Source: an optimization exercise on an open RTL-to-GDS flow (aim: small area, a short achievable clock period and few clock cycles). Production flows keep margins and buffers that such runs may drop. The RTL was checked by simulation tests, not by an equivalence proof against the original design. Power and IR drop assume default switching activity.

===== flow/run.sh =====
#!/bin/bash
# synth_recipe.tcl (not shown) runs the flow's synth.tcl, then flattens the netlist and writes it again
# the make line also repeats each setting of config.mk as NAME=value (left out here)
make -C /OpenROAD-flow-scripts/flow DESIGN_CONFIG=/design/flow/config.mk WORK_HOME=/design/flow/orfs CLKGATE_MAP_FILE= SYNTH_SCRIPT=/design/flow/synth_recipe.tcl finish

===== flow/config.mk =====
export PLATFORM = sky130hd
export DESIGN_NAME = AMBA_AXI_ram
export DESIGN_NICKNAME = AMBA_AXI_ram
export VERILOG_FILES = /design/flow/design.v
export SDC_FILE = /design/flow/constraint.sdc
export NUM_CORES = 4
export LEC_CHECK = 0
export CAP_MARGIN = 20
export CORE_MARGIN = 2
export CORE_UTILIZATION = 40
export SLEW_MARGIN = 20

===== flow/constraint.sdc =====
create_clock -name core_clock -period 5.5 [get_ports {clk}]
set_input_delay 1.1000 -clock core_clock [delete_from_list [all_inputs] [get_ports {clk}]]
set_output_delay 1.1000 -clock core_clock [all_outputs]
set_load 0.01 [all_outputs]

===== flow/design.v =====
module AMBA_AXI_ram
#(
	parameter ID_WIDTH = 4,
	parameter ADDR_WIDTH = 8,
	parameter DATA_WIDTH = 16,
	parameter BRESP_WIDTH = 3,
	parameter WR_MEM_DELAY = 0,
	parameter RD_MEM_DELAY = 0
)
(
	clk,
	rst_n,
	s_axi_awvalid,
	s_axi_awready,
	s_axi_awid,
	s_axi_awaddr,
	s_axi_awlen,
	s_axi_awsize,
	s_axi_awburst, 							 
	s_axi_wvalid,
	s_axi_wready,
	s_axi_wdata,
	s_axi_wstrb, 
	s_axi_wlast,
	s_axi_bvalid,
	s_axi_bready,
	s_axi_bid,
	s_axi_bresp,
	s_axi_arvalid,
	s_axi_arready,
	s_axi_arid,
	s_axi_araddr,
	s_axi_arlen,
	s_axi_arsize,
	s_axi_arburst,
	s_axi_rvalid,
	s_axi_rready,
	s_axi_rid,
	s_axi_rdata,
	s_axi_rresp,
	s_axi_rlast
);
parameter STROBE_WIDTH = DATA_WIDTH/8;
parameter W_STATE_IDLE = 2'd0;
parameter W_STATE_BRUST = 2'd1;
parameter W_STATE_RESPON = 2'd2;
parameter R_STATE_IDLE = 1'd0;
parameter R_STATE_BRUST = 1'd1;
parameter MEM_ADDR_SIZE = ADDR_WIDTH - $clog2(STROBE_WIDTH);  
input 								clk, rst_n;
input 								s_axi_awvalid;
output reg 							s_axi_awready;
input [ID_WIDTH - 1 : 0] 			s_axi_awid;
input [ADDR_WIDTH - 1 : 0] 			s_axi_awaddr;
input [7:0] 						s_axi_awlen;
input [2:0] 						s_axi_awsize;
input [1:0] 						s_axi_awburst; 
input 								s_axi_wvalid;
output reg 							s_axi_wready;
input [DATA_WIDTH - 1 : 0] 			s_axi_wdata;
input [STROBE_WIDTH - 1 : 0]		s_axi_wstrb;
input 								s_axi_wlast;
output reg	 						s_axi_bvalid;
input 								s_axi_bready;
output [ID_WIDTH - 1 : 0] 			s_axi_bid;
output [BRESP_WIDTH - 1 : 0] 		s_axi_bresp;
input 								s_axi_arvalid;
output reg							s_axi_arready;
input [ID_WIDTH - 1 : 0] 			s_axi_arid;
input [ADDR_WIDTH - 1 : 0] 			s_axi_araddr;
input [7:0]							s_axi_arlen;
input [2:0]							s_axi_arsize;
input [1:0]							s_axi_arburst;
output reg							s_axi_rvalid;
input 								s_axi_rready;
output [ID_WIDTH - 1 : 0] 			s_axi_rid;
output reg [DATA_WIDTH - 1 : 0]		s_axi_rdata;
output [BRESP_WIDTH - 1 : 0]		s_axi_rresp;
output reg							s_axi_rlast;
integer i;
reg [1:0] W_state, W_next_state;  
reg R_state, R_next_state;
reg [DATA_WIDTH - 1 : 0] mem[(1 << MEM_ADDR_SIZE) - 1 : 0];  
reg [1+$clog2(WR_MEM_DELAY) : 0] wr_mem_delay_cnt;
reg [1+$clog2(RD_MEM_DELAY) : 0] rd_mem_delay_cnt;
wire wr_mem_done, rd_mem_done;
reg [ID_WIDTH - 1 : 0] 			s_axi_awid_reg;
reg [ADDR_WIDTH - 1 : 0] 		s_axi_awaddr_reg;
reg [2:0] 						s_axi_awsize_reg;
reg [1:0] 						s_axi_awburst_reg;
reg [7:0] wdata_index_cnt;
wire [MEM_ADDR_SIZE - 1 : 0] 	awaddr_mem, araddr_mem;
wire wr_data_hand_en, rd_data_hand_en;
reg [ID_WIDTH - 1 : 0] 			s_axi_arid_reg;
reg [ADDR_WIDTH - 1 : 0] 		s_axi_araddr_reg;
reg [2:0] 						s_axi_arsize_reg;
reg [1:0] 						s_axi_arburst_reg;
reg [7:0] rdata_index_cnt;
always@(*)begin
    case(W_state)
        W_STATE_IDLE:begin
			if(s_axi_awvalid && s_axi_awready)
				W_next_state = W_STATE_BRUST;
			else
				W_next_state = W_STATE_IDLE;
        end
        W_STATE_BRUST:begin
			if(wdata_index_cnt > 0 || ~wr_mem_done)
				W_next_state = W_STATE_BRUST;
			else
				W_next_state = W_STATE_RESPON;
        end
        W_STATE_RESPON:begin
            if(s_axi_bready)
				W_next_state = W_STATE_IDLE;
			else
				W_next_state = W_STATE_RESPON;
        end
		  default: W_next_state = W_STATE_IDLE;
    endcase
end
always@(posedge clk, negedge rst_n)begin
    if(~rst_n)begin
        W_state <= W_STATE_IDLE;
    end
    else begin
        W_state <= W_next_state;
    end
end
always@(posedge clk, negedge rst_n)begin
    if(~rst_n)begin
		  s_axi_awid_reg 	<= 0;
		  s_axi_awsize_reg	<= 0;
		  s_axi_awburst_reg	<= 0;
    end
    else begin
		if(W_state == W_STATE_IDLE & s_axi_awvalid & s_axi_awready)begin
			  s_axi_awid_reg 	<= s_axi_awid;
			  s_axi_awsize_reg	<= s_axi_awsize < ($clog2(STROBE_WIDTH)) ? s_axi_awsize : ($clog2(STROBE_WIDTH));
			  s_axi_awburst_reg	<= s_axi_awburst;
		end
    end
end
always@(posedge clk, negedge rst_n)begin
    if(~rst_n)begin
        wdata_index_cnt <= 0;
    end
    else begin
		if(W_state == W_STATE_IDLE && s_axi_awvalid && s_axi_awready)
			wdata_index_cnt <= s_axi_awlen;
		else if(wr_data_hand_en)
			wdata_index_cnt <= wdata_index_cnt - 1;
    end
end
always@(posedge clk, negedge rst_n)begin
    if(~rst_n)begin
        s_axi_awaddr_reg <= 0;
    end
    else begin
        if(W_state == W_STATE_IDLE && s_axi_awvalid && s_axi_awready)
			s_axi_awaddr_reg <= s_axi_awaddr;
		else if(wr_data_hand_en && wdata_index_cnt > 1 && s_axi_awburst_reg != 2'b00)
			s_axi_awaddr_reg <= s_axi_awaddr_reg + (1 << s_axi_awsize_reg);
    end
end
assign awaddr_mem = s_axi_awaddr_reg >> ($clog2(STROBE_WIDTH));
always@(posedge clk, negedge rst_n)begin
    if(~rst_n)begin
        s_axi_awready <= 0;
    end
    else begin
        if(W_state == W_STATE_IDLE)
			s_axi_awready <= 1;
		else
			s_axi_awready <= 0;
    end
end
assign wr_data_hand_en = (W_state == W_STATE_BRUST && s_axi_wready && s_axi_wvalid);
assign wr_mem_done = wr_mem_delay_cnt == WR_MEM_DELAY;
always@(posedge clk, negedge rst_n)begin
    if(~rst_n)begin
        s_axi_wready <= 0;
    end
    else begin
        if (W_state == W_STATE_IDLE && W_next_state == W_STATE_BRUST || W_state == W_STATE_BRUST && W_next_state != W_STATE_RESPON && wr_mem_done)
			s_axi_wready <= 1;
		else
			s_axi_wready <= 0;
    end
end
always@(posedge clk, negedge rst_n)begin
    if(~rst_n)begin
        wr_mem_delay_cnt <= 0;
    end
    else begin
		if(wr_mem_done)
			wr_mem_delay_cnt <= 0; 
		else if(wr_data_hand_en || W_state == W_STATE_BRUST && wr_mem_delay_cnt > 0)
        	wr_mem_delay_cnt <= wr_mem_delay_cnt + 1;
    end
end
always@(posedge clk, negedge rst_n)begin
    if(~rst_n)begin
        s_axi_bvalid <= 0;
    end
    else begin
        if (W_state != W_STATE_RESPON )
			s_axi_bvalid <= 0;
		else
			s_axi_bvalid <= 1;
    end
end
assign s_axi_bid = s_axi_awid_reg;
assign s_axi_bresp = {BRESP_WIDTH{1'b0}};
always@(*)begin
    case(R_state)
        R_STATE_IDLE:begin
			if(s_axi_arvalid && s_axi_arready)
				R_next_state = R_STATE_BRUST;
			else
				R_next_state = R_STATE_IDLE;
        end
        R_STATE_BRUST:begin
			if(rdata_index_cnt > 1 || ~rd_mem_done)
				R_next_state = R_STATE_BRUST;
			else
				R_next_state = R_STATE_IDLE;
        end
		default: R_next_state = R_STATE_IDLE;
    endcase
end
always@(posedge clk, negedge rst_n)begin
    if(~rst_n)begin
        R_state <= R_STATE_IDLE;
    end
    else begin
        R_state <= R_next_state;
    end
end
always@(posedge clk, negedge rst_n)begin
    if(~rst_n)begin
		  s_axi_arid_reg 	<= 0;
		  s_axi_arsize_reg	<= 0;
		  s_axi_arburst_reg	<= 0;
    end
    else begin
		if(R_state == R_STATE_IDLE & s_axi_arvalid & s_axi_arready)begin
			  s_axi_arid_reg 	<= s_axi_arid;
			  s_axi_arsize_reg	<= s_axi_arsize < ($clog2(STROBE_WIDTH)) ? s_axi_arsize : ($clog2(STROBE_WIDTH));
			  s_axi_arburst_reg	<= s_axi_arburst;
		end
    end
end
always@(posedge clk, negedge rst_n)begin
    if(~rst_n)begin
        rdata_index_cnt <= 0;
    end
    else begin
		if(R_state == R_STATE_IDLE && s_axi_arvalid && s_axi_arready)
			rdata_index_cnt <= s_axi_arlen;
		else if(rd_data_hand_en && rd_mem_done)
			rdata_index_cnt <= rdata_index_cnt - 1;
    end
end
always@(posedge clk, negedge rst_n)begin
    if(~rst_n)begin
        s_axi_araddr_reg <= 0;
    end
    else begin
        if(R_state == R_STATE_IDLE && s_axi_arvalid && s_axi_arready)
			s_axi_araddr_reg <= s_axi_araddr;
		else if(rd_data_hand_en && rd_mem_done && s_axi_arburst_reg != 2'b00)
			s_axi_araddr_reg <= s_axi_araddr_reg + (1 << s_axi_arsize_reg);
    end
end
assign araddr_mem = s_axi_araddr_reg >> ($clog2(STROBE_WIDTH));
always@(posedge clk, negedge rst_n)begin
    if(~rst_n)begin
        s_axi_arready <= 0;
    end
    else begin
        if(R_state == R_STATE_IDLE)
			s_axi_arready <= 1;
		else
			s_axi_arready <= 0;
    end
end
assign rd_data_hand_en = (R_state == R_STATE_BRUST && s_axi_rready);
assign rd_mem_done = rd_mem_delay_cnt == RD_MEM_DELAY;
always@(posedge clk, negedge rst_n)begin
    if(~rst_n)begin
        s_axi_rvalid <= 0;
    end
    else begin
        if (R_state == R_STATE_BRUST && rd_mem_done)
			s_axi_rvalid <= 1;
		else
			s_axi_rvalid <= 0;
    end
end
always@(posedge clk, negedge rst_n)begin
    if(~rst_n)begin
        rd_mem_delay_cnt <= 0;
    end
    else begin
		if(rd_mem_done)
			rd_mem_delay_cnt <= 0; 
		else if(rd_data_hand_en || R_state == R_STATE_BRUST && rd_mem_delay_cnt > 0)
        	rd_mem_delay_cnt <= rd_mem_delay_cnt + 1;
    end
end
assign s_axi_rid = s_axi_arid_reg;
assign s_axi_rresp = {BRESP_WIDTH{1'b0}};
always@(posedge clk, negedge rst_n)begin
    if(~rst_n)begin
        s_axi_rdata <= 0;
    end
    else begin
		if(rd_data_hand_en && rd_mem_done)
        	s_axi_rdata <= mem[araddr_mem];
    end
end
always@(posedge clk, negedge rst_n)begin
    if(~rst_n)begin
        s_axi_rlast <= 0;
    end
    else begin
		if(rdata_index_cnt == 1 && rd_mem_done)
        	s_axi_rlast <= 1;
		else
			s_axi_rlast <= 0;
    end
end
always@(posedge clk, negedge rst_n)begin
    if(~rst_n)begin
        for	(i=0; i<(1 << MEM_ADDR_SIZE);i=i+1)
			mem[i] <= 0;
    end
    else begin
        for(i=0; i<STROBE_WIDTH; i=i+1)begin
			if(wr_data_hand_en & s_axi_wstrb[i])
				mem[awaddr_mem][8*(i+1)-1 -: 8] <= s_axi_wdata[8*(i+1)-1 -: 8];
		end
    end
end
endmodule 

==> impl.org <==
** Drt
- Top routing layer in use :: met5
- Total routed wirelength :: 487 mm
- Detail Route met3 WL :: 63.9 mm
- Summing over every cut layer, the via total after detailed routing is 75447.
- Wire segments on met2 add up to 196 mm in the final route.
- Router iterations before antenna repair :: 7

** Clock network
- TritonCTS clock tree :: yes
- Post-CTS repair changed the size of 0 cells.
- At the later pin of the worst-skew pair, clock insertion delay measures 0.93 ns.

** Die
- 112 I/O pins were placed.
- For this configuration, the core starts out at a cell density of 40.3%.
- Chip height :: 491 um

** Final layout
- For this run, the post-layout net count is 7619.
- Fill cells in the final layout number 21071.
- From synthesis to final layout, the design area changed by 16.0%.
- The library cell used most frequently in the layout, excluding fill and tap cells, is sky130_fd_sc_hd__dfrtp_1.
- Relative area of non-clock buffer cells in the final design :: 4.88%
- Share of final-layout standard cells stronger than drive strength 1 :: 41.8%
- Total number of multi-input combinational cells :: 4532

** Global routing
- Global-route met3 utilization :: 15.2%
- Met2 track demand over resource in global routing :: 54.6%
- Via count of the first global-routing pass :: 71697
- Number of antenna violations at the first check in global routing :: 54
- Total global routing track utilization :: 39.5%

** Worst setup path
- CP max FO :: 27
- STA puts the critical path data required time at 6.26 ns.
- Reg2reg setup slack :: 0.58 ns
- Critical path launch point type :: flip-flop
- The critical path contains buffers and inverters numbering 2 combined.
- Traced cell by cell, the critical path runs through buf_4 > or3_2 > buf_4 > nor2_1 > a22oi_1 > nand4_1 > nor4_1 > a41oi_1.
- The critical path is of the reg -> reg type.
- The worst register-to-register path begins at s_axi_araddr_reg[6].
- R2R Path End :: s_axi_rdata[4]
- The largest single stage delay on the critical path is 0.94 ns.
- The worst setup path is captured at a flip-flop.

** Synth
- The synthesized design contains 0 enable-type register cells.
- In the synthesized netlist, the cells that appear most often are 2127 x sky130_fd_sc_hd__dfrtp_1, 2062 x sky130_fd_sc_hd__mux2_2, 557 x sky130_fd_sc_hd__a22oi_1.
- Summing the areas of all xor and xnor instances in the mapped netlist gives 0.175% of the synthesized area.
- After synthesis, the share of flip-flops with an asynchronous set or reset is 100%.
- The average instance in the mapped netlist occupies 13.2 um^2.
- Share of the synthesized area in the top cell type :: 56.0%
- Count of mapped cells out of synthesis :: 7222
- Summing the areas of all compound-gate instances in the mapped netlist gives 10.1% of the synthesized area.

** STA
- Across all setup checks in the final design, the least slack found is 0.582 ns.
- Tcrit/Tclk final :: 89.4%
- Counting I/O delays and the setup requirement, the final critical path takes 4.92 ns.
- Rel. slew slack :: 11.6%
- Worst hold margin :: 0.152 ns

** Run status
- The run finished with no timing, DRC or antenna violations.

** Power and ir drop
- Lkg Pwr :: 51.7 nW
- Sequential logic power :: 0.0187 W
- The share of total power dissipated in sequential elements is 42.9%.
- Clock net power :: 0.0158 W
- Power spread over the standard cell area amounts to 396 nW/um^2.
- The clock network accounts for 36.2% of the total power.
- Net switching is 32.9% of the power.
- After layout, the design draws a total of 0.0437 W.

** Place
- Input and output buffers added on the ports amount to 104.
Testbench counts, summed over its fixed seeds: cycles 10,650.
Figure 1. The clock network.
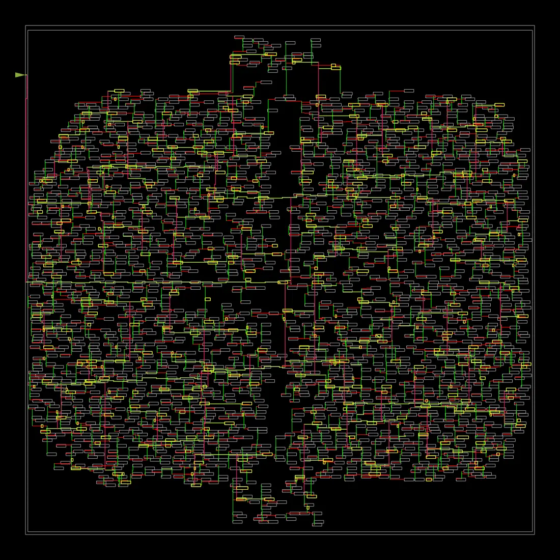
Seq Cell Count: 2127
clock buffers created by TritonCTS: 224

Figure 2. Layout detail.
Window x 236 to 256, y 334 to 354 um. Cells in gray, sequential cells in the stronger gray; small squares are vias.
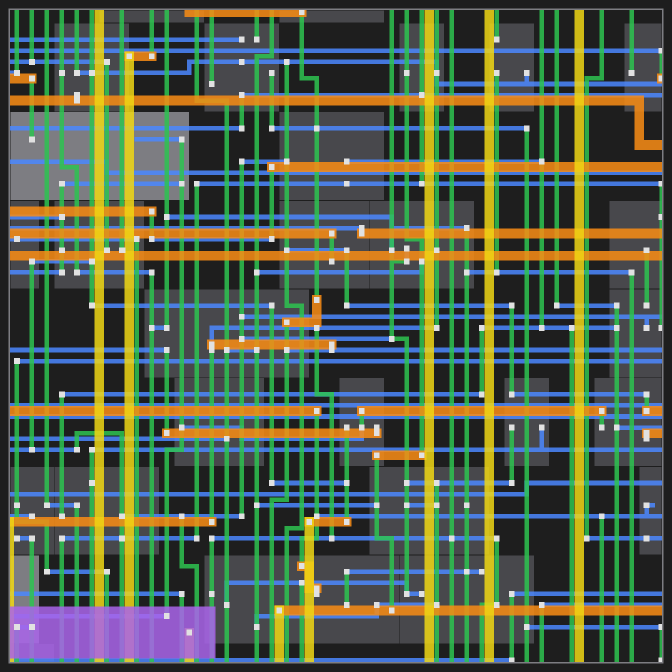
| layer | color |
|---|---|
| M1 | blue |
| M5 | purple |
| M2 | green |
| M4 | yellow |
| M3 | orange |
netlist names of flops here include: mem (1)
most frequent: nor2_1 (6), buf_4 (3), or3b_2 (2)
sequential cells in the window: 1
cells with their middle in the window: 20

Figure 3. Sequential cells colored by netlist name.
Drawn at 1 px/um. Other sequential cells in the stronger gray, the rest of the logic in the fainter gray.
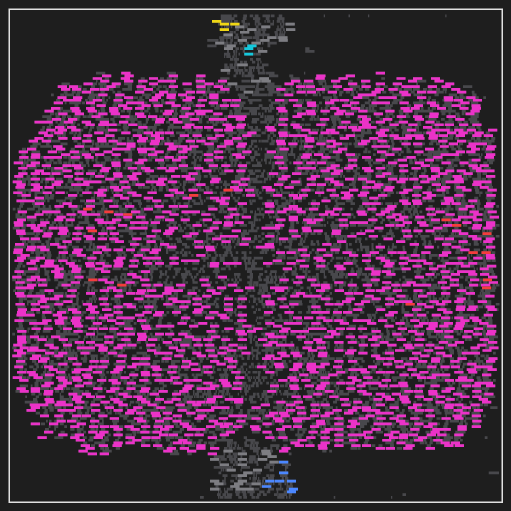
| signal | color | flops |
|---|---|---|
| s_axi_arsize_reg | cyan | 3 |
| s_axi_rdata | red | 16 |
| wdata_index_cnt | blue | 8 |
| mem | magenta | 2048 |
| s_axi_arid_reg | yellow | 4 |
not colored: 48
core occupancy in the finished layout: 46.8%
FF/Latch Area: 53200 um^2
fraction of area in registers: 48.3%

[separate check: timing with driven ports]
The flow's constraints put no driver on any port. The routed layout listed below was extracted and timed again, unchanged, in two steps.
Step 1, drivers: a clkbuf_16 drives clk and a buf_2 each remaining input, both assumed.
Step 2 also shifts input and output timing later by t, the mid clock arrival at the registers, as if the neighbouring blocks saw the same clock.
Three values: no drivers, after step 1, after step 2; two values: the first two.
t, ns: 1.003
slack for setup (ns): 0.582 / 0.582 / 0.563
clock arrival spread, ns: 0.050 / 0.050
worst data-port slew with drivers (ns): 0.08
After both steps this run still meets setup and hold. The setup slack of this run moves by 0.000 ns with the drivers and by -0.019 ns with both steps.
